What follows belongs to an exercise in optimizing a design on an open flow for small area; a production flow would make more cautious choices. The RTL was checked by simulation tests, not by an equivalence proof against the original design. Some runs may be left out. An edit can pass the tests and still lose a function that they never use. Power is estimated from default activity; no workload was simulated.

Figure 1. Supply network (run 1).
Drawn at 0.5 px/um. Pins as bars on the die edge.
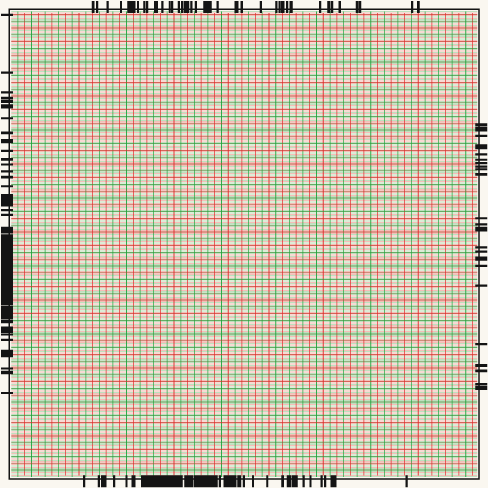
Figure 2. Cell classes on the final placement (run 1).
Fill, decap, tap and diode cells in grey.
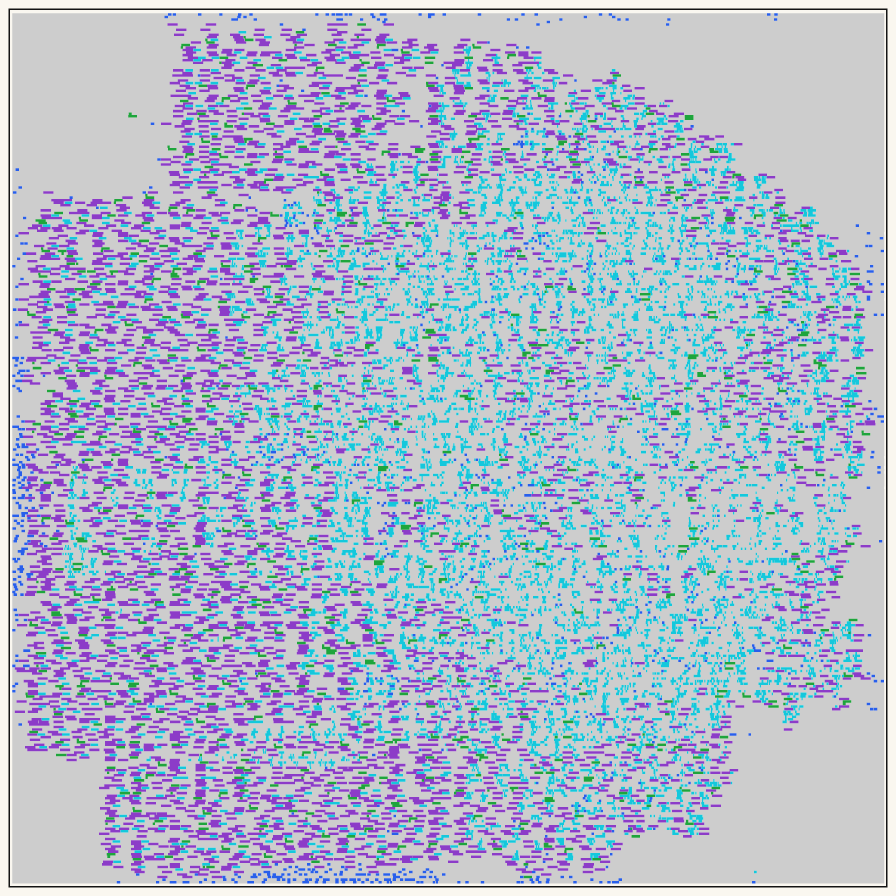
Figure 3. Clock wires, drivers and flops (run 1).
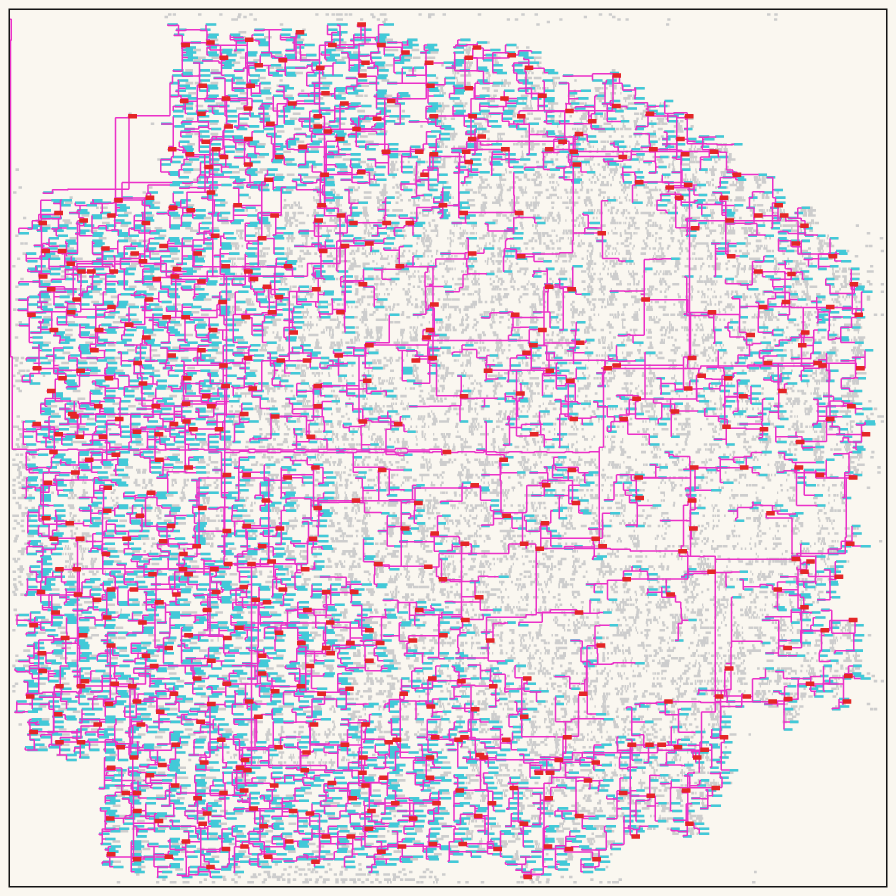
--- flow/design.v: outline only ---
// module c_align: 20 lines
// module c_arbiter: 129 lines
// module c_binary_op: 35 lines
// module c_crossbar: 72 lines
// module c_decode: 4736 lines
// module c_decr: 92 lines
// module c_dff: 29 lines
// module c_encode: 4734 lines
// module c_err_rpt: 44 lines
// module c_fifo_ctrl: 251 lines
// module c_fifo_tracker: 266 lines
// module c_incr: 92 lines
// module c_interleave: 20 lines
// module c_lod: 76 lines
// module c_multi_hot_det: 89 lines
// module c_reduce_bits: 22 lines
// module c_regfile: 200 lines
// module c_rr_arbiter: 171 lines
// module c_rr_arbiter_base: 25 lines
// module c_samq_ctrl: 173 lines
// module c_samq_tracker: 118 lines
// module c_select_1ofn: 4699 lines
// module c_select_mofn: 36 lines
// module rtr_channel_input: 356 lines
// module rtr_channel_output: 165 lines
// module rtr_crossbar_mac: 26 lines
// module rtr_fc_state: 204 lines
// module rtr_flit_buffer: 403 lines
// module rtr_flit_type_check: 31 lines
// module rtr_flow_ctrl_input: 107 lines
// module rtr_flow_ctrl_output: 107 lines
// module rtr_next_hop_addr: 173 lines
// module rtr_route_filter: 134 lines
// module rtr_routing_logic: 297 lines
// module vcr_alloc_mac: 364 lines
// module vcr_ip_ctrl_mac: 462 lines
// module vcr_ivc_ctrl: 563 lines
// module vcr_op_ctrl_mac: 309 lines
// module vcr_ovc_ctrl: 161 lines
// module vcr_sw_alloc_sep_if: 423 lines
// module vcr_top: 400 lines
// module vcr_vc_alloc_sep_if: 438 lines
// module arouter_wrap: 184 lines
module arouter_wrap
  (clk, reset, router_address, channel_in_ip, flow_ctrl_out_ip, channel_out_op, 
   flow_ctrl_in_op, error);
  // ...
==> flow/run.sh <==
#!/bin/bash
# synth_recipe.tcl (not shown) runs the flow's synth.tcl, then flattens the netlist and writes it again
# the make line also repeats each setting of config.mk as NAME=value (left out here)
make -C /OpenROAD-flow-scripts/flow DESIGN_CONFIG=/design/flow/config.mk WORK_HOME=/design/flow/orfs CLKGATE_MAP_FILE= SYNTH_SCRIPT=/design/flow/synth_recipe.tcl finish
==> flow/config.mk <==
export PLATFORM = sky130hd
export DESIGN_NAME = arouter_wrap
export DESIGN_NICKNAME = arouter_wrap
export VERILOG_FILES = /design/flow/design.v
export SDC_FILE = /design/flow/constraint.sdc
export NUM_CORES = 4
export LEC_CHECK = 0
export CAP_MARGIN = 20
export CORE_MARGIN = 2
export CORE_UTILIZATION = 25
export GPL_ROUTABILITY_DRIVEN = 1
export PLACE_DENSITY = 0.35
export SLEW_MARGIN = 20
==> flow/constraint.sdc <==
create_clock -name core_clock -period 10.0 [get_ports {clk}]
set_input_delay 2.0000 -clock core_clock [delete_from_list [all_inputs] [get_ports {clk}]]
set_output_delay 2.0000 -clock core_clock [all_outputs]
set_load 0.01 [all_outputs]
==> flow_metrics.py, run 1 <==
metrics = {
    "outcome": {
        "status": "timing/DRC/antenna clean",
    },
    "placement": {
        "gp_congestion": 1.01,
        "io_buffers": 416,
        "placed_area_sq_um": 240000,
    },
    "synth": {
        "seq_area_frac_synth": 0.575,
        "synthFlopType": "edfxtp_1",
        "syn_area_sq_um": 217000,
        "yosysUniqueCellTypes": 153,
        "avgSynthCellArea_sq_um": 12.6,
        "syn_inst": 17300,
        "synth_edf_count": 3454,
        "ys_warn_count": 63,
        "synth_top_area_cell": "edfxtp_1",
        "synthArstFlopShare": 0.193,
        "synth_area_leaders": "edfxtp_1, dfrtp_1, mux4_2",
        "ys_ff_latch": 4303,
        "yosysMostFrequentCell": "edfxtp_1",
        "synth_top_area_frac": 0.477,
        "ys_top_cells_by_count": "edfxtp_1, nand2_1, nor2_1",
    },
    "global_route": {
        "grt-busiest-layer": "met2",
        "grt_pass1_wl_um": 1440000,
        "use_met2": 0.368,
        "met3_usage": 0.0398,
        "gr-total-overflow": 0,
        "grt_start_max_net_pins": 127,
        "grt_pass1_vias": 157000,
        "grt_util_met1": 0.329,
    },
    "cts": {
        "cts_tree": "built",
        "htree_num_levels": 6,
        "ctsResizeCount": 0,
        "postCtsHoldBufs": 0,
        "cts_setup_buffers": 0,
        "clock-sinks": 4303,
        "clk_pin_slew_ns": 0.06,
        "insertion_delay_ns": 1.12,
        "clockBufferDepth": 4,
    },
    "floorplanning": {
        "die_width_um": 936,
        "core_sq_um": 867000,
        "row_count": 342,
        "start_util": 0.251,
        "io-pin-count": 417,
    },
    "worst_setup_path": {
        "reg2regPathDepth": 14,
        "crit_cells": 14,
        "cp.arrival_ns": 9.62,
        "required_ns": 10.72,
        "path_buf_inv": 1,
        "max_stage_delay_ns": 0.96,
        "crit_fanout": 18,
        "crit_chain": "nand3b_1 -> buf_4 -> o211ai_1 -> and2_1 -> o2111ai_1 -> nand4_1 -> nand4_1 -> o32ai_2 -> nand3_1 -> nand4_1 -> o41ai_1 -> nor2_1 -> nand2_1 -> a22oi_1",
        "rrSetupSlack_ns": 1.10,
        "crit_path_top_delay_cell": "o32ai_2",
        "path_delay_family": "simple AND/OR/NAND/NOR gates",
    },
    "timing": {
        "min_period_ns": 8.90,
        "slew_violations": 0,
        "hold_viol": 0,
        "min_period_over_period": 0.890,
        "setup_viol": 0,
        "rsz0062_at_grt": "no",
        "tightestPinTransition_ns": 1.32,
        "slew_headroom": 0.110,
        "hold_ws_ns": 0.418,
        "fmax_ghz": 0.112,
    },
    "power": {
        "p_int_mw": 52.2,
        "irDropWorstVdd_v": 0.000383,
        "p_sw_mw": 48.6,
        "switching_share": 0.482,
        "power.group.top": "combinational logic",
        "power.density_nw_per_um2": 390,
        "pg_clk_mw": 20.1,
        "power.total_mw": 101,
        "p_seq_frac": 0.282,
        "clockPowerShare": 0.199,
        "pg_comb_mw": 52.4,
        "p_seq_mw": 28.4,
        "power.leakage_nw": 91.1,
    },
    "finish": {
        "final_common_cell": "edfxtp_1",
        "final_cell_mix": "edfxtp_1, nand2_1, nor2_1",
        "drive_gt1_frac": 0.172,
        "final_design_area_no_fill_sq_um": 258000,
        "fillCellCount": 88000,
        "final_nets": 18900,
    },
    "detailed_routing": {
        "wire_per_inst_um": 35.8,
        "drt_pre_antenna_iters": 10,
        "wl_um": 1080000,
        "topRoutingLayerUsed": "met5",
        "ant_nets": 0,
        "dr_wl_met2_um": 481000,
        "viasPerCell": 5.40,
        "met3RoutedLength_um": 71500,
        "drtIter0Drc": 19600,
        "vias": 163000,
    },
    "run": {
        "cap_violations": 0,
    },
    "hold_path": {
        "holdCritPathClass": "register to register",
        "hold_depth": 0,
    },
}
Notes on Figure 1 above:
colour	net
red	VDD
green	VSS
rows	342
signal pins	417

Notes on Figure 2 above:
colour	class	cells	share of their area
purple	flip-flops	4303	51%
green	clock drivers and dummy loads	1006	7.4%
blue	other buffers and delay cells	1136	4.0%
cyan	all other logic	12216	37%

Notes on Figure 3 above:
[red] cells driving clock nets | count: 552
[cyan] flip-flops | count: 4303
[magenta] clock wires | length: 70.5 mm
flops lie	spread over the die

==> run 1: cell families (layout without fill, tap and decap cells) <==
kind of cell | Yosys count | count (layout) | synth area share
AND/OR/NAND/NOR | 5153 | 5153 | 0.115
adder cells (fa/ha/maj) | 482 | 482 | 0.0277
AO/OA/AOI/OAI | 4272 | 4272 | 0.135
buffers and inverters | 1453 | 2804 | 0.0263
flip-flops | 4303 | 4303 | 0.575
other | 1 | 93 | 0.0000173
XOR/XNOR | 318 | 318 | 0.0128
multiplexers | 1309 | 1309 | 0.108
==> run 1: cell type report <==
cell class              count  area, sq um  share of cell area
diodes                     73          183            0.000707
repair buffers           1136         9680              0.0375
multi-input cells       11600        88400               0.342
flip-flops and latches   4303       125000               0.484
well taps               11500        14400              0.0558
clock inverters           290         3220              0.0125
clock buffers             716        14800              0.0574
inverters                 662         2490             0.00964
==> run 1: stage by stage <==
stage	worst slack, ns	std cells	TNS, ns	util
after detailed placement	1.49	29200	0	0.277
after global placement	0.374	29200	0	0.277
after global routing	1.05	30200	0	0.298
after floorplan	-3.30	17300	-2417.31	-
after CTS	1.46	30200	0	0.298
final	1.10	30300	0	0.298
==> run 1 -> run 2 <==
--- a/flow/design.v
+++ b/flow/design.v
@@ -16215,7 +16215,7 @@
    endgenerate
 endmodule
 module rtr_channel_input
-  (clk, reset, active, channel_in, flit_valid_out, flit_head_out, 
+  (clk, reset, regs_active_out, active, channel_in, flit_valid_out, flit_head_out, 
    flit_head_out_ivc, flit_tail_out, flit_tail_out_ivc, flit_data_out, 
    flit_sel_out_ivc);
 function integer clogb(input integer argument);
@@ -16298,6 +16298,7 @@
    input reset;
    input active;
    input [0:channel_width-1] channel_in;
+   output regs_active_out;
    output 		     flit_valid_out;
    wire 		     flit_valid_out;
    output 		     flit_head_out;
@@ -16339,10 +16340,10 @@
    assign flit_data_in
      = channel_in[link_ctrl_width+flit_ctrl_width:
 		  link_ctrl_width+flit_ctrl_width+flit_data_width-1];
-   wire [0:flit_data_width-1] 	  flit_data_s, flit_data_q;
-   assign flit_data_s = flit_data_in;
+   wire [0:header_info_width-1]   flit_data_s, flit_data_q;
+   assign flit_data_s = flit_data_in[0:header_info_width-1];
    c_dff
-     #(.width(flit_data_width),
+     #(.width(header_info_width),
        .reset_type(reset_type))
    flit_dataq
      (.clk(clk),
@@ -16350,7 +16351,8 @@
       .active(regs_active),
       .d(flit_data_s),
       .q(flit_data_q));
-   assign flit_data_out = flit_data_q;
+   assign flit_data_out = {flit_data_q, {(flit_data_width-header_info_width){1'b0}}};
+   assign regs_active_out = regs_active;
    wire [0:header_info_width-1]   header_info_q;
    assign header_info_q = flit_data_q[0:header_info_width-1];
    generate
@@ -16658,18 +16660,7 @@
    assign channel_out[link_ctrl_width+flit_ctrl_width:
 		      link_ctrl_width+flit_ctrl_width+flit_data_width-1]
      = flit_data_out;
-   wire [0:flit_data_width-1]  flit_data_s, flit_data_q;
-   assign flit_data_s = flit_data_in;
-   c_dff
-     #(.width(flit_data_width),
-       .reset_type(reset_type))
-   flit_dataq
-     (.clk(clk),
-      .reset(1'b0),
-      .active(active),
-      .d(flit_data_s),
-      .q(flit_data_q));
-   assign flit_data_out = flit_data_q;
+   assign flit_data_out = flit_data_in;
    generate
       case(packet_format)
 	0, 
@@ -16966,7 +16957,7 @@
    endgenerate
 endmodule
 module rtr_flit_buffer
-  (clk, reset, push_active, push_valid, push_head, push_tail, push_sel_ivc, 
+  (clk, reset, ew_valid, ew_vc, ew_data, push_active, push_valid, push_head, push_tail, push_sel_ivc, 
    push_data, pop_active, pop_valid, pop_sel_ivc, pop_data, pop_tail_ivc, 
    pop_next_header_info, almost_empty_ivc, empty_ivc, full, errors_ivc);
 function integer clogb(input integer argument);
@@ -17030,6 +17021,7 @@
    localparam addr_width = clogb(buffer_size);
    localparam vc_addr_width = clogb(buffer_size_per_vc);
    localparam addr_pad_width = addr_width - vc_addr_width;
+   localparam ew_vc_width = clogb(num_vcs);
    input clk;
    input reset;
    input push_active;
@@ -17038,6 +17030,9 @@
    input push_tail;
    input [0:num_vcs-1] push_sel_ivc;
    input [0:flit_data_width-1] push_data;
+   input 		       ew_valid;
+   input [0:ew_vc_width-1] ew_vc;
+   input [0:flit_data_width-1] ew_data;
    input 		       pop_active;
    input 		       pop_valid;
    input [0:num_vcs-1] 	       pop_sel_ivc;
@@ -17321,7 +17316,10 @@
 	      .active(pop_active),
 	      .d(read_addr_s),
 	      .q(read_addr_q));
-	   assign read_addr = read_addr_q;
+	   reg [0:addr_width-1] read_addr_qq;
+	   always @(posedge clk)
+	     read_addr_qq <= read_addr_q;
+	   assign read_addr = read_addr_qq;
 	   assign pop_data = read_data;
 	end
       if(atomic_vc_allocation)
@@ -17351,19 +17349,27 @@
 	      .data_in(pop_next_addr_ivc),
 	      .data_out(pop_next_addr));
 	   wire [0:flit_data_width-1] pop_next_data;
-	   c_regfile
-	     #(.depth(buffer_size),
-	       .width(flit_data_width),
-	       .num_read_ports(2),
-	       .regfile_type(regfile_type))
-	   bf
-	     (.clk(clk),
-	      .write_active(write_active),
-	      .write_enable(write_enable),
-	      .write_address(write_addr),
-	      .write_data(write_data),
-	      .read_address({read_addr, pop_next_addr}),
-	      .read_data({read_data, pop_next_data}));
+	   reg [0:flit_data_width-1] storage [0:buffer_size-1];
+	   wire [0:num_vcs*vc_addr_width-1] ew_ptr_ivc;
+	   genvar 			     evc;
+	   for(evc = 0; evc < num_vcs; evc = evc + 1)
+	     begin:ews
+		reg [0:vc_addr_width-1] ew_ptr_q;
+		always @(posedge clk, posedge reset)
+		  if(reset)
+		    ew_ptr_q <= {vc_addr_width{1'b0}};
+		  else if(ew_valid && (ew_vc == evc))
+		    ew_ptr_q <= ew_ptr_q + 1'b1;
+		assign ew_ptr_ivc[evc*vc_addr_width:(evc+1)*vc_addr_width-1]
+		  = ew_ptr_q;
+	     end
+	   wire [0:vc_addr_width-1] ew_ptr;
+	   assign ew_ptr = ew_ptr_ivc[ew_vc*vc_addr_width +: vc_addr_width];
+	   always @(posedge clk)
+	     if(ew_valid)
+	       storage[{ew_vc, ew_ptr}] <= ew_data;
+	   assign read_data = storage[read_addr];
+	   assign pop_next_data = storage[pop_next_addr];
 	   assign pop_next_header_info = pop_next_data[0:header_info_width-1];
 	end
    endgenerate
@@ -18740,6 +18746,7 @@
    wire 				     error;
    wire 				     fb_full;
    wire 				     input_stage_active;
+   wire 				     chi_regs_active;
    assign input_stage_active = ~fb_full;
    wire 				     flit_valid_in;
    wire 				     flit_head_in;
@@ -18760,6 +18767,7 @@
    chi
      (.clk(clk),
       .reset(reset),
+      .regs_active_out(chi_regs_active),
       .active(input_stage_active),
       .channel_in(channel_in),
       .flit_valid_out(flit_valid_in),
@@ -18936,6 +18944,9 @@
    fb
      (.clk(clk),
       .reset(reset),
+      .ew_valid(channel_in[link_ctrl_width] & chi_regs_active),
+      .ew_vc(channel_in[link_ctrl_width+1:link_ctrl_width+vc_idx_width]),
+      .ew_data(channel_in[link_ctrl_width+flit_ctrl_width:channel_width-1]),
       .push_active(fb_push_active),
       .push_valid(fb_push_valid),
       .push_head(fb_push_head),
@@ -18973,8 +18984,15 @@
       .d(lar_info_s),
       .q(lar_info_q));
    wire 			      flit_head_prev;
+   reg 				      flit_head_prev_q;
+   reg [0:lar_info_width-1] 	      lar_info_qq;
+   always @(posedge clk)
+     begin
+	flit_head_prev_q <= flit_head_prev;
+	lar_info_qq <= lar_info_q;
+     end
    assign flit_data[0:lar_info_width-1]
-     = flit_head_prev ? lar_info_q : fb_pop_data[0:lar_info_width-1];
+     = flit_head_prev_q ? lar_info_qq : fb_pop_data[0:lar_info_width-1];
    assign flit_data[lar_info_width:flit_data_width-1]
      = fb_pop_data[lar_info_width:flit_data_width-1];
    wire 			      flit_sent_prev;
@@ -20784,12 +20802,15 @@
       .flit_tail_op(flit_tail_op),
       .xbr_ctrl_op_ip(xbr_ctrl_op_ip));
    wire [0:num_ports*flit_data_width-1]     xbr_data_out_op;
+   reg [0:num_ports*num_ports-1] 	    xbr_ctrl_op_ip_q;
+   always @(posedge clk)
+     xbr_ctrl_op_ip_q <= xbr_ctrl_op_ip;
    rtr_crossbar_mac
      #(.num_ports(num_ports),
        .width(flit_data_width),
        .crossbar_type(crossbar_type))
    xbr
-     (.ctrl_in_op_ip(xbr_ctrl_op_ip),
+     (.ctrl_in_op_ip(xbr_ctrl_op_ip_q),
       .data_in_ip(xbr_data_in_ip),
       .data_out_op(xbr_data_out_op));
    wire [0:num_ports-1] 		    opc_error_op;
@@ -20878,26 +20899,7 @@
 	   assign opc_error_op[op] = opc_error;
 	end
    endgenerate
-   generate
-      if(error_capture_mode != 0)
-	begin
-	   wire [0:num_ports+num_ports-1] errors_s, errors_q;
-	   assign errors_s = {ipc_error_ip, opc_error_op};
-	   c_err_rpt
-	     #(.num_errors(num_ports+num_ports),
-	       .capture_mode(error_capture_mode),
-	       .reset_type(reset_type))
-	   chk
-	     (.clk(clk),
-	      .reset(reset),
-	      .active(1'b1),
-	      .errors_in(errors_s),
-	      .errors_out(errors_q));
-	   assign error = |errors_q;
-	end
-      else
-	assign error = 1'bx;
-   endgenerate
+   assign error = 1'b0;
 endmodule
 module vcr_vc_alloc_sep_if
   (clk, reset, active_ip, active_op, route_ip_ivc_op, route_ip_ivc_orc, 
--- a/flow/config.mk
+++ b/flow/config.mk
@@ -7,7 +7,7 @@
 export LEC_CHECK = 0
 export CAP_MARGIN = 20
 export CORE_MARGIN = 2
-export CORE_UTILIZATION = 25
+export CORE_UTILIZATION = 45
 export GPL_ROUTABILITY_DRIVEN = 1
-export PLACE_DENSITY = 0.35
+export PLACE_DENSITY = 0.55
 export SLEW_MARGIN = 20
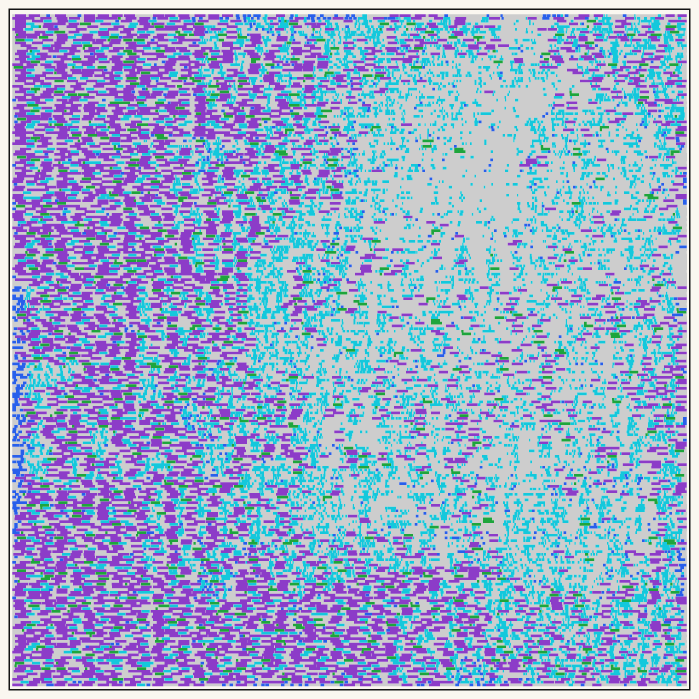
Figure 4: run 2, cell classes on the final placement.
Drawn at 1 px/um. Fill, decap, tap and diode cells in grey.
colour	class	cells	share of their area
purple	flip-flops	3939	51%
green	clock drivers and dummy loads	793	6.2%
blue	other buffers and delay cells	983	3.8%
cyan	all other logic	12011	39%

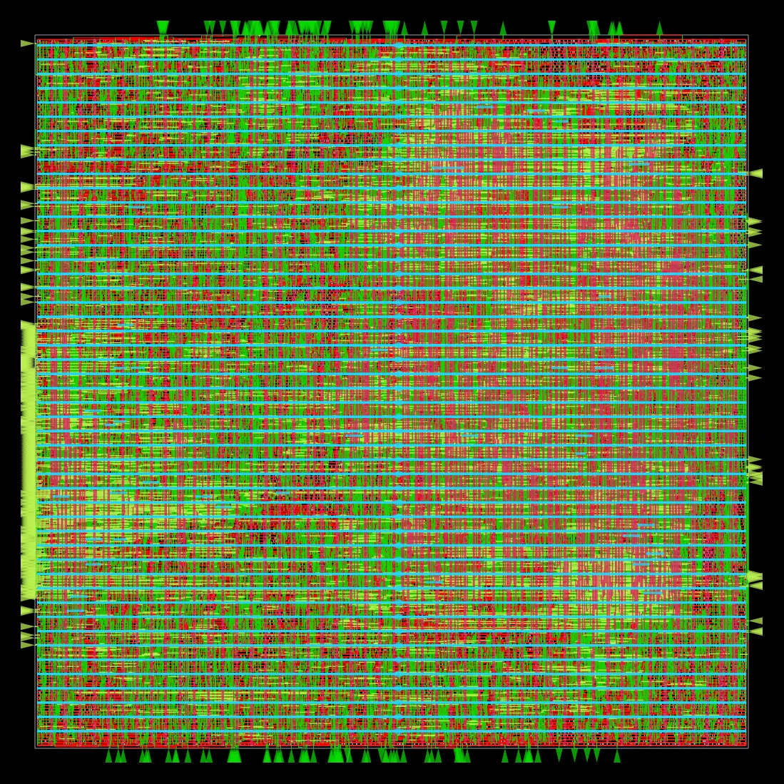
Figure 5: run 2, finished layout with every layer on.
die width: 679 um
Die Y: 679 um
full die area: 461000 sq um
IO Count: 417

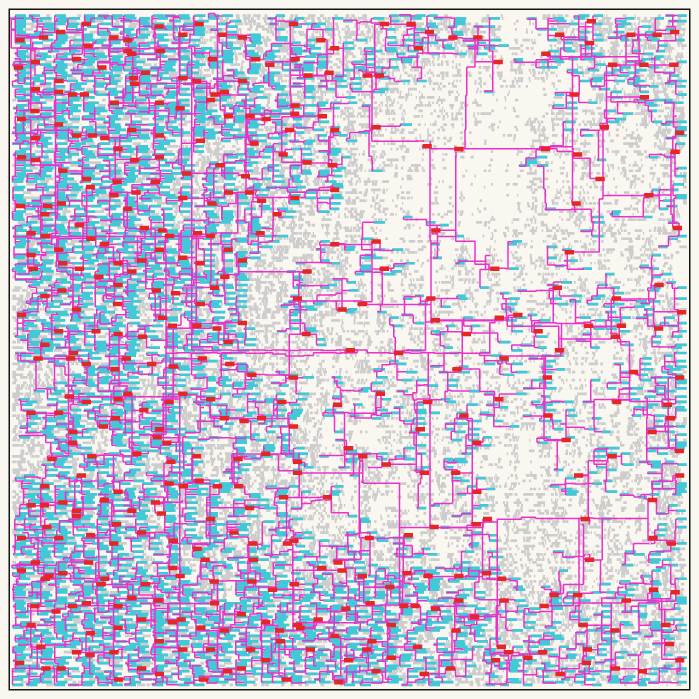
Figure 6: run 2, clock wires, drivers and flops.
Drawn at 1 px/um.
[magenta] clock wires | length: 52.3 mm
[cyan] flip-flops | count: 3939
[red] cells driving clock nets | count: 429
routed clock nets	430

==> run 2 against run 1 <==
Compared with the run above:
- critical path type unchanged
- final area fell by 9.4%
- largest cell class unchanged
- cell count fell by 21%
- hold slack got worse by 0.17 ns
==> flow_metrics.py, run 2 <==
metrics = {
    "outcome": {
        "status": "timing/DRC/antenna clean",
    },
    "global_route": {
        "grt_pass1_wl_um": 1240000,
        "grt_usage": 0.389,
        "gr-total-overflow": 0,
        "antenna_found_initial": 129,
        "grt_start_max_net_pins": 112,
        "grt_pass1_vias": 148000,
    },
    "finish": {
        "finalNonFillerCells": 23800,
        "final_util": 0.516,
        "final_design_area_no_fill_sq_um": 234000,
        "synthToLayoutAreaGrowth_pct": 14.1,
        "final_nets": 18000,
        "final_cell_mix": "edfxtp_1, nand2_1, nor2_1",
        "final_common_cell": "edfxtp_1",
        "drive_gt1_frac": 0.162,
    },
    "worst_setup_path": {
        "crit_path_end_kind": "register",
        "cp-start-kind": "register",
        "required_ns": 10.61,
        "path_class": "register to register",
        "crit_cells": 14,
        "crit_path_top_delay_cell": "o21ai_1",
        "crit_fanout": 15,
        "crit_chain": "nand3b_1 -> o211ai_1 -> and2_0 -> o2111ai_1 -> o21ai_1 -> nand4_1 -> o2111ai_2 -> o2111ai_1 -> a21o_1 -> nand2b_1 -> a41oi_2 -> nand2_1 -> nor2_1 -> a2bb2oi_1",
        "reg2regPathDepth": 14,
        "max_stage_delay_ns": 0.82,
        "cp.arrival_ns": 9.41,
        "path_delay_family": "compound AO/OA/AOI/OAI gates",
        "path_buf_inv": 0,
        "rrSetupSlack_ns": 1.20,
        "timing.critical_path.mode_cell": "o2111ai_1",
    },
    "timing": {
        "hold_viol": 0,
        "min_period_ns": 8.80,
        "rsz0062_at_grt": "no",
        "fin_skew_ns": 0.149,
        "hold_ws_ns": 0.245,
        "setup_viol": 0,
        "slew_violations": 0,
        "setup_slack_ns": 1.20,
        "setup_tns_ns": 0,
        "fmax_ghz": 0.114,
        "slew_headroom": 0.0994,
        "min_period_over_period": 0.880,
        "tightestPinTransition_ns": 1.34,
    },
    "cts": {
        "cts_tree": "built",
        "root_buffer": "clkbuf_16",
        "htree_num_levels": 5,
        "clk_pin_slew_ns": 0.07,
        "insertion_delay_ns": 1.09,
        "clockBufferDepth": 4,
        "clock-sinks": 3939,
        "postCtsHoldBufs": 0,
        "cts_setup_buffers": 0,
        "ctsResizeCount": 0,
        "cts_made_buffers": 429,
    },
    "synth": {
        "synth_top_family_by_area": "compound AO/OA/AOI/OAI gates",
        "synth_top_area_frac": 0.464,
        "syn_area_sq_um": 205000,
        "ys_warn_count": 69,
        "synth_edf_count": 3169,
        "ys_ff_latch": 3939,
        "synth-compound-area-share": 0.142,
        "synthFlopType": "edfxtp_1",
        "ys_top_cells_by_count": "edfxtp_1, nand2_1, nor2_1",
        "synth-simple-area-share": 0.115,
        "synth_xor_area_frac": 0.0149,
        "yosysUniqueCellTypes": 134,
        "synth_fa_ha_area_frac": 0.0278,
        "synth_area_leaders": "edfxtp_1, mux4_2, dfrtp_1",
        "synth.mux.area_fraction": 0.116,
        "avgSynthCellArea_sq_um": 12.3,
        "synth_top_area_cell": "edfxtp_1",
        "seq_area_frac_synth": 0.557,
        "syn_inst": 16700,
        "synthArstFlopShare": 0.181,
        "yosysMostFrequentCell": "edfxtp_1",
    },
    "placement": {
        "place_inst": 22900,
        "io_buffers": 415,
        "place_ws_ns": 1.70,
        "dpl.hpwl_um": 674000,
        "gp_congestion": 1.11,
        "placed_area_sq_um": 220000,
    },
    "floorplanning": {
        "core_sq_um": 453000,
        "start_util": 0.452,
        "row_count": 247,
    },
    "hold_path": {
        "hold_depth": 0,
        "holdCritPathClass": "register to register",
    },
    "power": {
        "irDropWorstVdd_v": 0.000377,
        "power.density_nw_per_um2": 386,
        "power.leakage_nw": 83.7,
        "power.total_mw": 90.2,
    },
    "detailed_routing": {
        "drtIter0Drc": 22100,
        "wl_um": 918000,
        "drc": 0,
        "wire_per_inst_um": 38.6,
        "drt_pre_antenna_iters": 9,
        "ant_nets": 0,
        "vias": 159000,
        "viasPerCell": 6.67,
    },
    "run": {
        "cap_violations": 0,
    },
}
run 2: power breakdown:
part           switching (mW)  internal [mW]
Combinational            33.4           16.2
Clock                    7.02           8.93
Sequential               3.10           21.6
run 2: area by class of cell:
cell class,instances,area [sq um]
diodes,87,218
clock buffers,570,11600
clock inverters,223,2390
fillers,39100,219000
inverters,672,2530
multi-input cells,11300,86800
flip-flops and latches,3939,114000
well taps,5976,7480
repair buffers,983,8570
run 2: kinds of logic (layout without fill, tap and decap cells):
logic type,after synthesis,after routing
other,1,88
DFF,3939,3939
AOI/OAI and AO/OA,4295,4295
buffers and inverters,1419,2448
adders and majority gates,455,455
xor gates and xnor gates,349,349
and+or+nand+nor,4905,4905
muxes,1334,1334
run 2: routing by layer:
layer | GRT usage | part of all wire
met1 | 0.512 | 0.39
met2 | 0.571 | 0.43
met3 | 0.0995 | 0.099
met4 | 0.249 | 0.077
met5 | 0.000417 | 0.00055

## static timing again, ports no longer ideal
How much do the figures lean on ideal ports? The routed layouts below were timed once more, with nothing changed but the port constraints.
Step 1, drivers: a clkbuf_16 drives clk and a buf_2 each remaining input, both assumed.
Step 2 times the ports against the registers' clock, not the clock port: input delays grow and output delays shrink by t, the midpoint of the rising clock arrivals with the driver on.
Three values: ideal ports, drivers, drivers and shift; two values: the first two.
run	shift t [ns]	setup WS [ns]	hold slack, ns	worst register clock-pin slew, ns	worst data-port slew with drivers (ns)
run 1	1.224	1.097 / 1.097 / 1.097	0.418 / 0.418 / 0.418	0.08 / 0.08	0.14
run 2	1.156	1.202 / 1.202 / 1.202	0.245 / 0.245 / 0.245	0.07 / 0.07	0.22
After both steps every run listed still meets setup and hold.
